What follows belongs to an exercise in optimizing a design on an open flow for small area; a production flow would make more cautious choices. In this exercise RTL edits were held to simulation tests only and were not proved equivalent to the original. Some runs may be left out. An edit can pass the tests and still lose a function that they never use.

## flow/design.v in outline (module list and top-level ports)
// module ff: 14 lines
// module alu: 316 lines
// module regfile: 290 lines
// module mux_alu_op_a: 27 lines
// module mux_alu_op_b: 22 lines
// module mux_int_bus: 33 lines
// module mux_mem_addr: 30 lines
// module mux_mem_dout: 27 lines
// module datapath: 219 lines
// module fsm: 847 lines
// module decoder: 1981 lines
// module controller: 149 lines
// module cpu: 151 lines
// module memory_control: 55 lines
// module z80: 86 lines
module z80 (
    input clk,
    input n_reset,
    input n_int,
    input n_nmi,
    input [7:0] din,
    output reg n_iorq,
    output reg n_halt,
    output reg n_m1,
    output reg n_mreq,
    output reg n_rd,
    output reg n_wr,
    output reg [15:0] addr,
    output reg [7:0] dout,
    output reg dout_en
);
  // ...
==> flow/flow/run.sh <==
#!/bin/bash
# Own layout flow: the standard ORFS flow, with one change in synthesis:
# the ABC technology-mapping script (flow/abc.script) replaces ORFS's
# abc_speed/abc_area script. Everything before and after ABC (including
# dfflibmap, so every register keeps its name and cell type) is the standard flow's
# standard synthesis (synth_recipe.tcl) unchanged.
set -euo pipefail
W=$PWD
F=$W/flow

# Synthesis script: synth_recipe.tcl with a hook, inserted after its first
# line, that points ABC at flow/abc.script.
{
  head -n 1 synth_recipe.tcl
  cat <<EOT
set ::own_abc_script {$F/abc.script}
proc own_abc_hook {args} {
  set i [lsearch -exact \$::abc_args -script]
  if {\$i >= 0 && [lindex \$::abc_args [expr {\$i + 1}]] ne \$::own_abc_script} {
    set ::abc_args [lreplace \$::abc_args [expr {\$i + 1}] [expr {\$i + 1}] \$::own_abc_script]
  }
}
trace add variable ::abc_args write own_abc_hook
EOT
  tail -n +2 synth_recipe.tcl
} > own_synth.tcl

sed "s#SYNTH_SCRIPT=[^ ]*#SYNTH_SCRIPT=$W/own_synth.tcl#" standard.sh > own_standard.sh
grep -q "SYNTH_SCRIPT=$W/own_synth.tcl" own_standard.sh

# Extra ORFS make variables for the layout steps, one VAR=VALUE per line.
EXTRA=()
if [[ -f $F/make_vars.txt ]]; then
  while IFS= read -r line; do
    [[ -z "$line" || "$line" == \#* ]] && continue
    EXTRA+=("$line")
  done < "$F/make_vars.txt"
fi

bash own_standard.sh synth > synth.log 2>&1
grep -q "own_abc_script\|$F/abc.script" orfs/logs/*/z80/base/1_2_yosys.log
bash own_standard.sh "${EXTRA[@]}" finish > layout.log 2>&1
test -s out/final.def
==> flow/flow/abc.script <==
strash
&get -n
&deepsyn -T 600
&put
dch -f
amap -F 4 -A 8
topo
stime -c
==> flow/flow/make_vars.txt <==
CTS_ARGS=-sink_clustering_enable -repair_clock_nets -buf_list {sky130_fd_sc_hd__clkbuf_4 sky130_fd_sc_hd__clkbuf_8} -dont_use_dummy_load
BUFFER_PORTS_ARGS=-buffer_cell sky130_fd_sc_hd__buf_1
GPL_KEEP_OVERFLOW=0
==> flow/standard.sh <==
#!/bin/bash
# synth_recipe.tcl (not shown) runs the flow's synth.tcl, then flattens the netlist and writes it again
# the make line also repeats each setting of config.mk as NAME=value (left out here)
make -C /OpenROAD-flow-scripts/flow DESIGN_CONFIG=/design/flow/config.mk WORK_HOME=/design/flow/orfs CLKGATE_MAP_FILE= SYNTH_SCRIPT=/design/flow/synth_recipe.tcl "${@:-finish}"
==> flow/config.mk <==
export PLATFORM = sky130hd
export DESIGN_NAME = z80
export DESIGN_NICKNAME = z80
export VERILOG_FILES = /design/flow/design.v
export SDC_FILE = /design/flow/constraint.sdc
export NUM_CORES = 4
export LEC_CHECK = 0
export CAP_MARGIN = 20
export CORE_MARGIN = 2
export CORE_UTILIZATION = 40
export SETUP_SLACK_MARGIN = 0.35
export SLEW_MARGIN = 20
==> flow/constraint.sdc <==
create_clock -name core_clock -period 12.0 [get_ports {clk}]
set_input_delay 2.4000 -clock core_clock [delete_from_list [all_inputs] [get_ports {clk}]]
set_output_delay 2.4000 -clock core_clock [all_outputs]
set_load 0.01 [all_outputs]
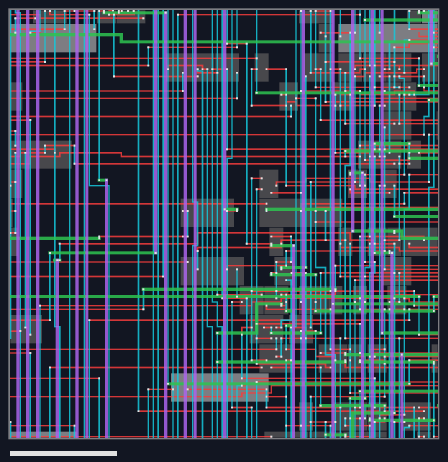
(run_1/zoom.png)
The bar under the picture is 10 um long. Window x 100 to 140, y 100 to 140 um. Cells in gray, sequential cells in the stronger gray; small squares are vias.
legend:
  green:
    layer: met3
  cyan:
    layer: met2
  red:
    layer: met1
  purple:
    layer: met4
sequential cells in the window: 3
cells with their middle in the window: 54
most frequent: nor2_1 (7), clkinv_1 (5), o21ai_0 (5)

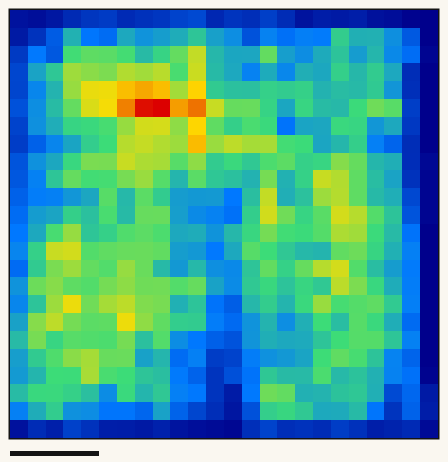
(run_1/wire_density.png)
The bar under the picture is 50 um long. The die is cut into 24 by 24 equal tiles; dark blue is low, red is high, scaled to the fullest tile. Values are wire area over tile area, all layers added.
fullest tile: 1.3
mean over tiles: 0.51
tiles over half the peak: 31%

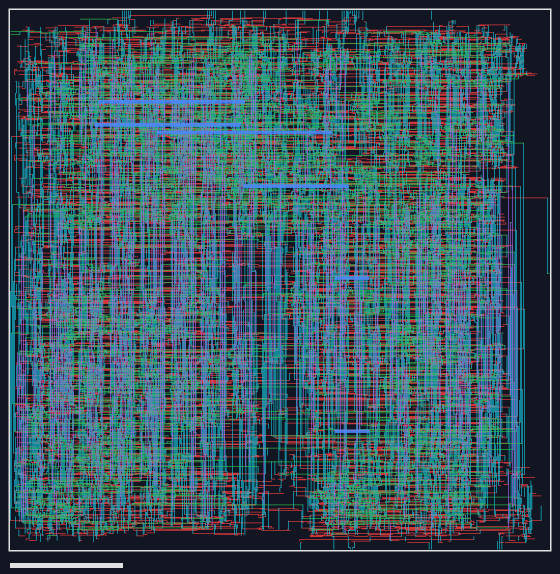
(run_1/metal_stack.png)
The bar under the picture is 50 um long.
legend:
  blue:
    layer: met5
    wire_length: 276 um
  cyan:
    layer: met2
    wire_length: 58.7 mm
  green:
    layer: met3
    wire_length: 24.3 mm
  purple:
    layer: met4
    wire_length: 16300 um
  red:
    layer: met1
    wire_length: 51.9 mm

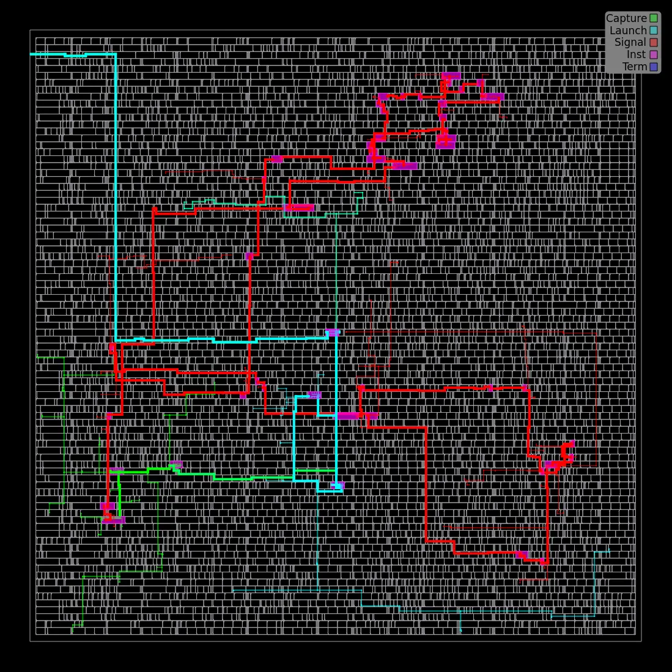
(run_1/final_worst_path.png)
non-filler cells, final: 3877
post-layout min period: 11.47 ns
final worst slack: 0.526 ns
setup TNS: 0 ns

==> qor.yml, run 1 <==
layout:
  layout_common_cells: "430 x nor2_1, 412 x clkinv_1, 278 x dfrtp_1"
  layout-drive-gt1-share_pct: 15.1
  layout.core_utilization_pct: 48.8
  fillers: 5413
routing:
  detailroute.via_count: 29400
  drc_errors: 0
  wl_per_cell_um: 39.0
  first_pass_iters: 14
timing:
  fin_skew_ns: 0.107
  timing.fmax_mhz: 87.2
  tightestPinTransition_ns: 1.37
  rsz0062_at_grt: "false"
cts:
  clkSinkCount: 321
  cts_htree_levels: 2
  numCtsBuffers: 57
  insertion_delay_ns: 0.71
  tritoncts: "yes"
  cts_root_buffer: "clkbuf_8"
floorplan:
  fp.dieW_um: 240
  die-area_um2: 57400
  rows: 86
placement:
  place.gp.congestion: 1.20
  dp.cells: 3755
logic_synthesis:
  synth_cells: 2886
  yosys_register_bits: 321
  syn_area_um2: 22200
min_path:
  min_path_type: "flip-flop to flip-flop"
worst_setup_path:
  critPathKind: "flip-flop to flip-flop"
  startpoint_type: "flip-flop"
  critPathMaxStageDelay_ns: 0.66
  cp_slowest_cell: "a211oi_1"
global_routing:
  grt_max_degree: 37
  antenna_found_initial: 8
  grt_pass1_vias: 27300
status:
  outcome: "finished clean"
## run 1: through the flow
stage,setup WS (ns),cell area (um^2)
final,0.526,26900
after global routing,0.306,26800
after CTS,0.357,25900
after detailed placement,-3.98,24500
after global placement,-6.65,23300
after floorplan,1.47,22200
## run 1: timing repair
item,in CTS,in global routing
hold endpoints to repair,0,0
gates resized for setup,161,135
pin swaps,6,12
setup buffers,10,44
gates cloned,0,0
setup endpoints to repair,164,36
## run 1: cells by family after synthesis
kind of cell             synth area share (%)
AO/OA/AOI/OAI                            34.7
AND/OR/NAND/NOR                          17.7
buffers and inverters                    7.84
flip-flops                               35.5
adder cells (fa/ha/maj)                  4.16
XOR/XNOR                                0.118
## run 1: critical path: cells and delay by family (launching register included)
kind | cells | cell delay [ns]
compound gates | 17 | 4.63
fa+ha+maj | 6 | 2.43
buf+inv | 9 | 1.76
flops | 1 | 0.47
simple gates | 12 | 2.12
## run 1: cells in the mapped netlist, drive strengths merged, types with 34 or more instances
library cell,instances,area share (%)
nor2,501,8.5
clkinv,463,7.8
dfrtp,290,33
o22ai,230,6.5
o21ai,212,4.8
a21oi,189,4.3
nand2,149,2.5
a222oi,99,4.5
nor3,99,2.2
o221ai,84,3.3
ha,61,3.4
nand3,34,0.77
## run 1: routing by layer
layer	global-route usage, %	share of wire [%]	vias to the layer above
met5	2.60	0.18	-
met4	42.0	11	12
met3	21.9	16	931
met2	71.2	39	3146
met1	62.2	34	13900
li1	-	-	11400
## run 1: layout make-up
cell class / instances / area, um^2 / area share [%]
Sequential cell: 321 / 7910 / 29.5
Tap cell: 748 / 936 / 3.49
Antenna cell: 9 / 22.5 / 0.0839
Inverter: 463 / 1870 / 6.95
Clock buffer: 57 / 785 / 2.92
Multi-Input combinational cell: 2101 / 14000 / 51.9
Timing Repair Buffer: 178 / 1390 / 5.16
==> run_1/clock_map.png <==
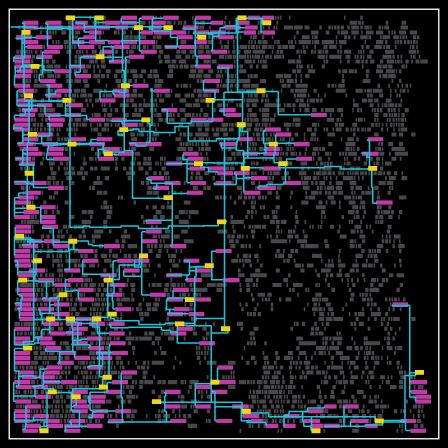

==> run 2: changes to the inputs <==
==> flow/flow/make_vars.txt (replaced) <==
CTS_ARGS=-sink_clustering_enable -repair_clock_nets -buf_list {sky130_fd_sc_hd__clkbuf_8} -dont_use_dummy_load -sink_clustering_size 20 -sink_clustering_max_diameter 50
BUFFER_PORTS_ARGS=-buffer_cell sky130_fd_sc_hd__buf_1
GPL_KEEP_OVERFLOW=0
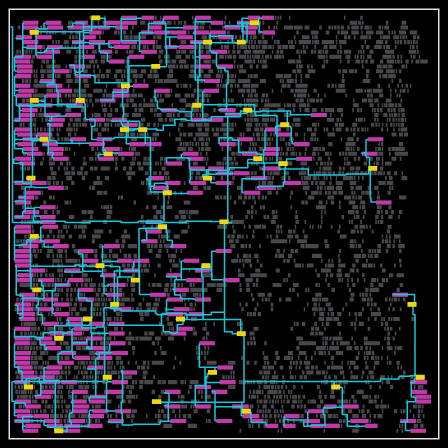
(run_2/clock_map.png)
legend:
  yellow:
    item: cells driving clock nets
    count: 43
  magenta:
    item: flip-flops
    count: 321
  cyan:
    item: clock wires
    length: 4780 um
routed clock nets: 44

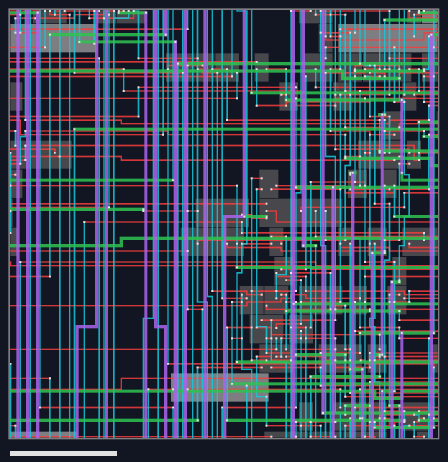
(run_2/zoom.png)
The bar under the picture is 10 um long. Window x 100 to 140, y 100 to 140 um. Cells in gray, sequential cells in the stronger gray; small squares are vias.
legend:
  red:
    layer: met1
  green:
    layer: met3
  purple:
    layer: met4
  cyan:
    layer: met2
most frequent: nor2_1 (7), clkinv_1 (5), o21ai_0 (5)
cells with their middle in the window: 51
sequential cells in the window: 3

==> run 2 against run 1 <==
Net effect:
- still clean
- setup slack better by 0.11 ns
- first-iteration DRC count down 1.3%
- die area is the same
- final cell count shrank 0.88%
- largest cell class unchanged
==> qor.yml, run 2 <==
worst_setup_path:
  timing.critical_path.buf_inv: 7  # -2
  critPathTopFamily: "simple AND/OR/NAND/NOR gates"
  startpoint_type: "flip-flop"
  critPathMaxStageDelay_ns: 0.54  # -0.12 ns
  crit_cells: 45  # +2.3%
  cp_slowest_cell: "fa_1"
  critPathKind: "flip-flop to flip-flop"
logic_synthesis:
  synth_top_area_cell: "dfrtp_1"
  yosysMostFrequentCell: "nor2_1"
  syn_area_um2: 22200  # unchanged
  synth_cells: 2886  # unchanged
  yosys-top-cells-count: "501 x nor2_1, 463 x clkinv_1, 290 x dfrtp_1"
  synth_warnings: 14
  synth.top_cells.by_area: "dfrtp_1 33%, nor2_1 8.5%, clkinv_1 7.8%"
  synth_cell_types: 58
  synth-edff-count: 0
  synth_top_area_share_pct: 32.7  # unchanged
  yosys_register_bits: 321  # unchanged
floorplan:
  io_pins: 43
  die-area_um2: 57400  # unchanged
  rows: 86  # unchanged
  fp.dieW_um: 240  # unchanged
routing:
  drc_errors: 0  # unchanged
  wl_per_cell_um: 39.1  # +0.18%
  detailroute.via_count: 29300  # -0.31%
  wl_um: 150000
  first_pass_iters: 12  # -2
min_path:
  min_path_type: "flip-flop to flip-flop"
placement:
  dpl.hpwl_um: 117000
  dp.cells: 3755  # unchanged
  place.gp.congestion: 1.20  # unchanged
global_routing:
  antenna_found_initial: 14  # +6
  grt_max_degree: 37  # unchanged
  grt_pass1_vias: 27200  # -0.32%
  grt_pass1_wl_um: 208000
cts:
  cts_htree_levels: 2  # unchanged
  clkSinkCount: 321  # unchanged
  clock_path_buffers: 3
  cts_root_buffer: "clkbuf_8"
  numCtsBuffers: 43  # -25%
  insertion_delay_ns: 0.69  # -0.02 ns
  ctsHoldBuffers: 0
  tritoncts: "yes"
timing:
  min_period_ns: 11.37  # -0.105 ns
  timing.fmax_mhz: 88.0  # +0.93%
  final_hold_viol_count: 0
  rsz0062_at_grt: "false"
  fin_skew_ns: 0.101  # -0.00538 ns
  fin_crit_sh_pct: 94.7
  setup_viol: 0
  tightestPinTransition_ns: 1.28  # -0.0891 ns
layout:
  layout-drive-gt1-share_pct: 13.7  # -1.4 points
  nets: 3169
  layout_common_cells: "433 x nor2_1, 416 x clkinv_1, 280 x dfrtp_1"
status:
  outcome: "finished clean"
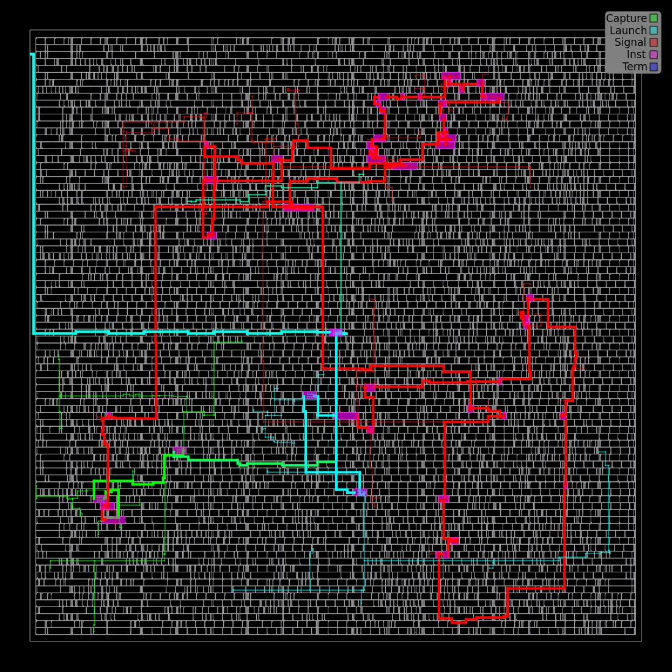
(run_2/final_worst_path.png)
final core utilization: 48.1%
non-filler cells, final: 3843
final worst slack: 0.632 ns

## run 2: cell families after synthesis
kind of cell	count (synthesis)	synth area share, %
AO/OA/AOI/OAI	1120	34.7
AND/OR/NAND/NOR	909	17.7
buffers and inverters	464	7.84
flip-flops	321	35.5
adder cells (fa/ha/maj)	69	4.16
XOR/XNOR	3	0.118
## run 2: metrics by stage
stage / util, % / area, um^2 / hold WS [ns] / setup TNS [ns] / setup slack, ns
3_3_place_gp: 42.4 / 23300 / 0.463 / -2610.18 / -6.65
3_5_place_dp: 44.6 / 24500 / 0.476 / -258.85 / -3.98
4_1_cts: 46.9 / 25800 / 0.493 / 0 / 0.381
6_report: 48.1 / 26400 / 0.487 / 0 / 0.632
5_1_grt: 48.0 / 26400 / 0.522 / 0 / 0.358
2_1_floorplan: - / 22200 / 0.449 / 0 / 1.47
## run 2: cell type report
cell class                 instances  area [um^2]
antenna                            9         22.5
clock buffer                      43          592
fill                            5404        28600
inverter                         463         1850
multi-input combinational       2101        13900
sequential                       321         7910
tap                              748          936
timing repair buffer             158         1240
## run 2: repair_timing
item | in CTS | in global routing
endpoints found under the setup margin | 165 | 36
hold endpoints to repair | 0 | 0
buffers inserted | 11 | 23
pin swaps | 6 | 10
gates resized for setup | 163 | 109
## run 2: worst min-delay path, cell delays in order (launching register included)
cell and delay [ns]:
dfrtp_1 0.36, a222oi_1 0.08, o21ai_0 0.07
## run 2: per-layer routing
layer | global-route usage, % | vias up | part of all wire [%]
met5 | 0.693 | - | 0.065
met4 | 40.7 | 10 | 11
met3 | 22.7 | 976 | 16
met2 | 71.6 | 3172 | 39
met1 | 61.9 | 13900 | 34
li1 | - | 11300 | -
==> run_2/metal_stack.png <==
The bar under the picture is 50 um long.
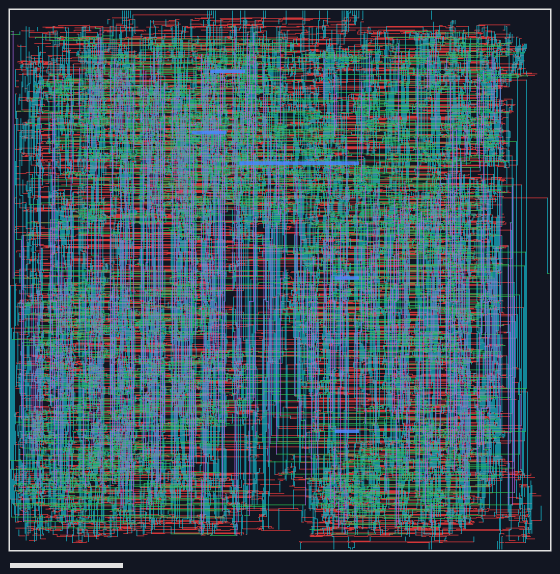

==> run 3: changes to the inputs <==
==> flow/flow/abc.script (replaced) <==
strash
&get -n
&deepsyn -T 300
&put
dch -f
amap -F 4 -A 8
topo
stime -c
--- a/flow/config.mk
+++ b/flow/config.mk
@@ -9,4 +9,4 @@
 export CORE_MARGIN = 2
 export CORE_UTILIZATION = 40
-export SETUP_SLACK_MARGIN = 0.35
+export SETUP_SLACK_MARGIN = 0.5
 export SLEW_MARGIN = 20
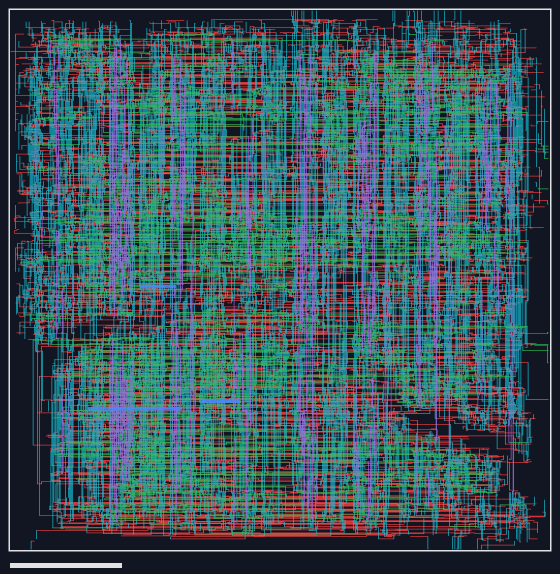
(run_3/metal_stack.png)
The bar under the picture is 50 um long.
legend:
  blue:
    layer: met5
    wire_length: 70.8 um
  cyan:
    layer: met2
    wire_length: 56.5 mm
  green:
    layer: met3
    wire_length: 24.9 mm
  red:
    layer: met1
    wire_length: 53.8 mm
  purple:
    layer: met4
    wire_length: 11800 um

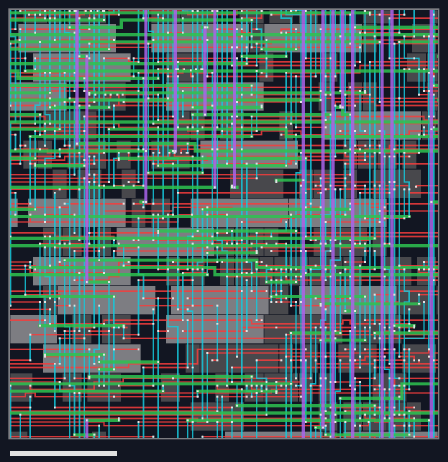
(run_3/zoom.png)
The bar under the picture is 10 um long. Window x 100 to 140, y 100 to 140 um. Cells in gray, sequential cells in the stronger gray; small squares are vias.
legend:
  green:
    layer: met3
  cyan:
    layer: met2
  red:
    layer: met1
  purple:
    layer: met4
cells with their middle in the window: 111
most frequent: clkinv_1 (25), dfrtp_1 (18)
sequential cells in the window: 18

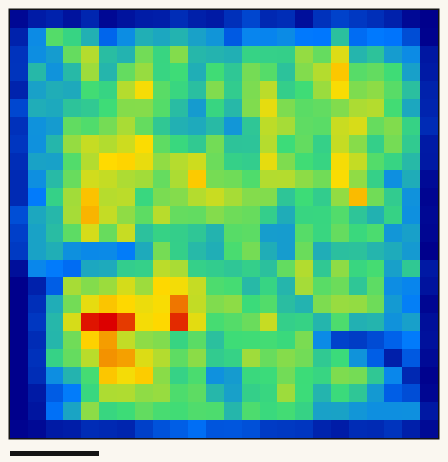
(run_3/wire_density.png)
The bar under the picture is 50 um long. The die is cut into 24 by 24 equal tiles; dark blue is low, red is high, scaled to the fullest tile. Values are wire area over tile area, all layers added.
fullest tile: 1.1
mean over tiles: 0.48
emptiest ninth of the die: lower right
nearly empty tiles: 4.0%

==> run 3 against run 2 <==
Net effect:
- critical path type unchanged
- die area rose by 0.64%
- utilization fell by 0.13 points
- setup slack improved by 0.0036 ns
- clock skew rose by 0.016 ns
- sequential share of layout area barely moved
- synthesized cell count rose by 1.4%
- design area rose by 0.12%
==> qor.yml, run 3 <==
logic_synthesis:
  synth_cell_types: 56  # -3.4%
  yosysMostFrequentCell: "nor2_1"
  synth-edff-count: 0  # unchanged
  synth_top_area_cell: "dfrtp_1"
  yosys_register_bits: 321  # unchanged
  syn_area_um2: 22400  # +0.65%
  synth_cells: 2926  # +1.4%
  synth_top_area_share_pct: 32.5  # -0.21 points
  synth_warnings: 14  # unchanged
  synth.top_cells.by_area: "dfrtp_1 32%, nor2_1 8.4%, clkinv_1 8.0%"
floorplan:
  io_pins: 43  # unchanged
  die-area_um2: 57800  # +0.64%
  fp.dieW_um: 240  # +0.32%
  rows: 86  # unchanged
worst_setup_path:
  crit_arrival_ns: 11.91
  cp_slowest_cell: "or4_1"
  critPathMaxStageDelay_ns: 0.68  # +0.14 ns
  startpoint_type: "flip-flop"
cts:
  cts_root_buffer: "clkbuf_8"
  tritoncts: "yes"
  numCtsBuffers: 44  # +2.3%
  clock_path_buffers: 3  # unchanged
timing:
  final_hold_viol_count: 0  # unchanged
  fin_crit_sh_pct: 94.7  # about the same
  timing.fmax_mhz: 88.0  # about the same
  setup_viol: 0  # unchanged
  rsz0062_at_grt: "false"
  min_period_ns: 11.36  # -0.00361 ns
  fin_skew_ns: 0.117  # +0.0160 ns
  tightestPinTransition_ns: 1.24  # -0.0405 ns
layout:
  ff_latch_area_um2: 7900  # about the same
  final_common_cell: "nor2_1"
  layout.core_utilization_pct: 47.9  # -0.13 points
  layout-drive-gt1-share_pct: 13.3  # -0.45 points
  nets: 3214  # +1.4%
  multi_input_area_um2: 13800  # -0.24%
  layout_common_cells: "438 x nor2_1, 421 x clkinv_1, 280 x dfrtp_1"
  fillers: 5549  # +2.7%
status:
  outcome: "finished clean"
routing:
  detailroute.via_count: 29000  # -1.3%
  wl_um: 147000  # -2.2%
  drc_errors: 0  # unchanged
  first_pass_iters: 13  # +1
  wl_per_cell_um: 37.9  # -3.2%
global_routing:
  grt_pass1_vias: 26800  # -1.7%
  grt_max_degree: 39  # +5.4%
  grt_pass1_wl_um: 203000  # -2.7%
  antenna_found_initial: 7  # -7
placement:
  dpl.hpwl_um: 114000  # -1.8%
  place.gp.congestion: 1.17  # -3.1%
[run 3: worst max-delay path, delay by kind of cell, from the launching register on]
| kind | cells | cell delay, ns |
|---|---|---|
| XOR/XNOR | 1 | 0.12 |
| AND/OR/NAND/NOR | 16 | 4.12 |
| AO/OA/AOI/OAI | 13 | 2.84 |
| buffers and inverters | 10 | 1.96 |
| adder cells (fa/ha/maj) | 5 | 1.63 |
| flip-flops | 1 | 0.52 |
[run 3: cell type report]
type / instances / share of cell area, %
antenna: 4 / 0.0378
tap: 748 / 3.54
inverter: 475 / 7.20
timing repair buffer: 162 / 4.71
multi-input combinational: 2129 / 52.3
clock buffer: 44 / 2.29
sequential: 321 / 29.9
[run 3: stage by stage]
step | hold slack, ns | worst slack [ns] | area (um^2) | setup TNS [ns] | instances
2_1_floorplan | 0.439 | 1.60 | 22400 | 0 | 2926
3_3_place_gp | 0.462 | -6.87 | 23500 | -2802.12 | 3715
3_5_place_dp | 0.467 | -3.09 | 24400 | -232.17 | 3770
4_1_cts | 0.481 | 0.502 | 25900 | 0 | 3842
5_1_grt | 0.522 | 0.474 | 26400 | 0 | 3880
6_report | 0.487 | 0.635 | 26500 | 0 | 3883
[run 3: cell families (layout without fill, tap and decap cells)]
group           after synthesis  in the layout  share of synthesized area, %
compound gates             1142           1142                          35.1
fa+ha+maj                    69             69                          4.13
buf+inv                     476            681                          7.99
other cells                   0              4                             0
simple gates                916            916                          17.5
xor+xnor                      2              2                        0.0783
flops                       321            321                          35.3
[run 3: what timing repair did]
action,CTS,global route
buffers inserted,28,35
pin swaps,14,18
endpoints found under the setup margin,166,41
hold buffers,0,0
gates resized for setup,225,66
[run 3: routing by layer]
metal / wire length (um) / GRT usage, % / part of all wire (%)
met5: 70 / 0 / 0.048
met2: 56500 / 66.9 / 38
met3: 24900 / 23.9 / 17
met1: 53800 / 63.4 / 37
met4: 11800 / 30.7 / 8.1

[port drivers added, routing unchanged]
Ports are ideal in the flow. The routed layouts listed here were re-timed in OpenROAD.
Step 1, drivers: a clkbuf_16 drives clk and a buf_2 each remaining input, both assumed.
Step 2 adds t to the input delays and takes it off the output delays; t is the mean of the earliest and latest rising clock arrival at the registers after step 1. Input paths then give back, and output paths get back, about the clock's delay inside the block.
Three values: ideal, step 1, step 2; two values: the first two.
| run | t (ns) | setup slack, ns | worst hold slack (ns) | worst setup path at the end | worst data-port slew with drivers (ns) |
|---|---|---|---|---|---|
| run 1 | 0.720 | 0.526 / 0.526 / 0.526 | 0.476 / 0.476 / 0.476 | register to register | 0.05 |
| run 2 | 0.697 | 0.632 / 0.632 / 0.632 | 0.487 / 0.487 / 0.487 | register to register | 0.05 |
| run 3 | 0.729 | 0.635 / 0.635 / 0.635 | 0.487 / 0.487 / 0.487 | register to register | 0.04 |
After both steps setup and hold are still met in every run listed.
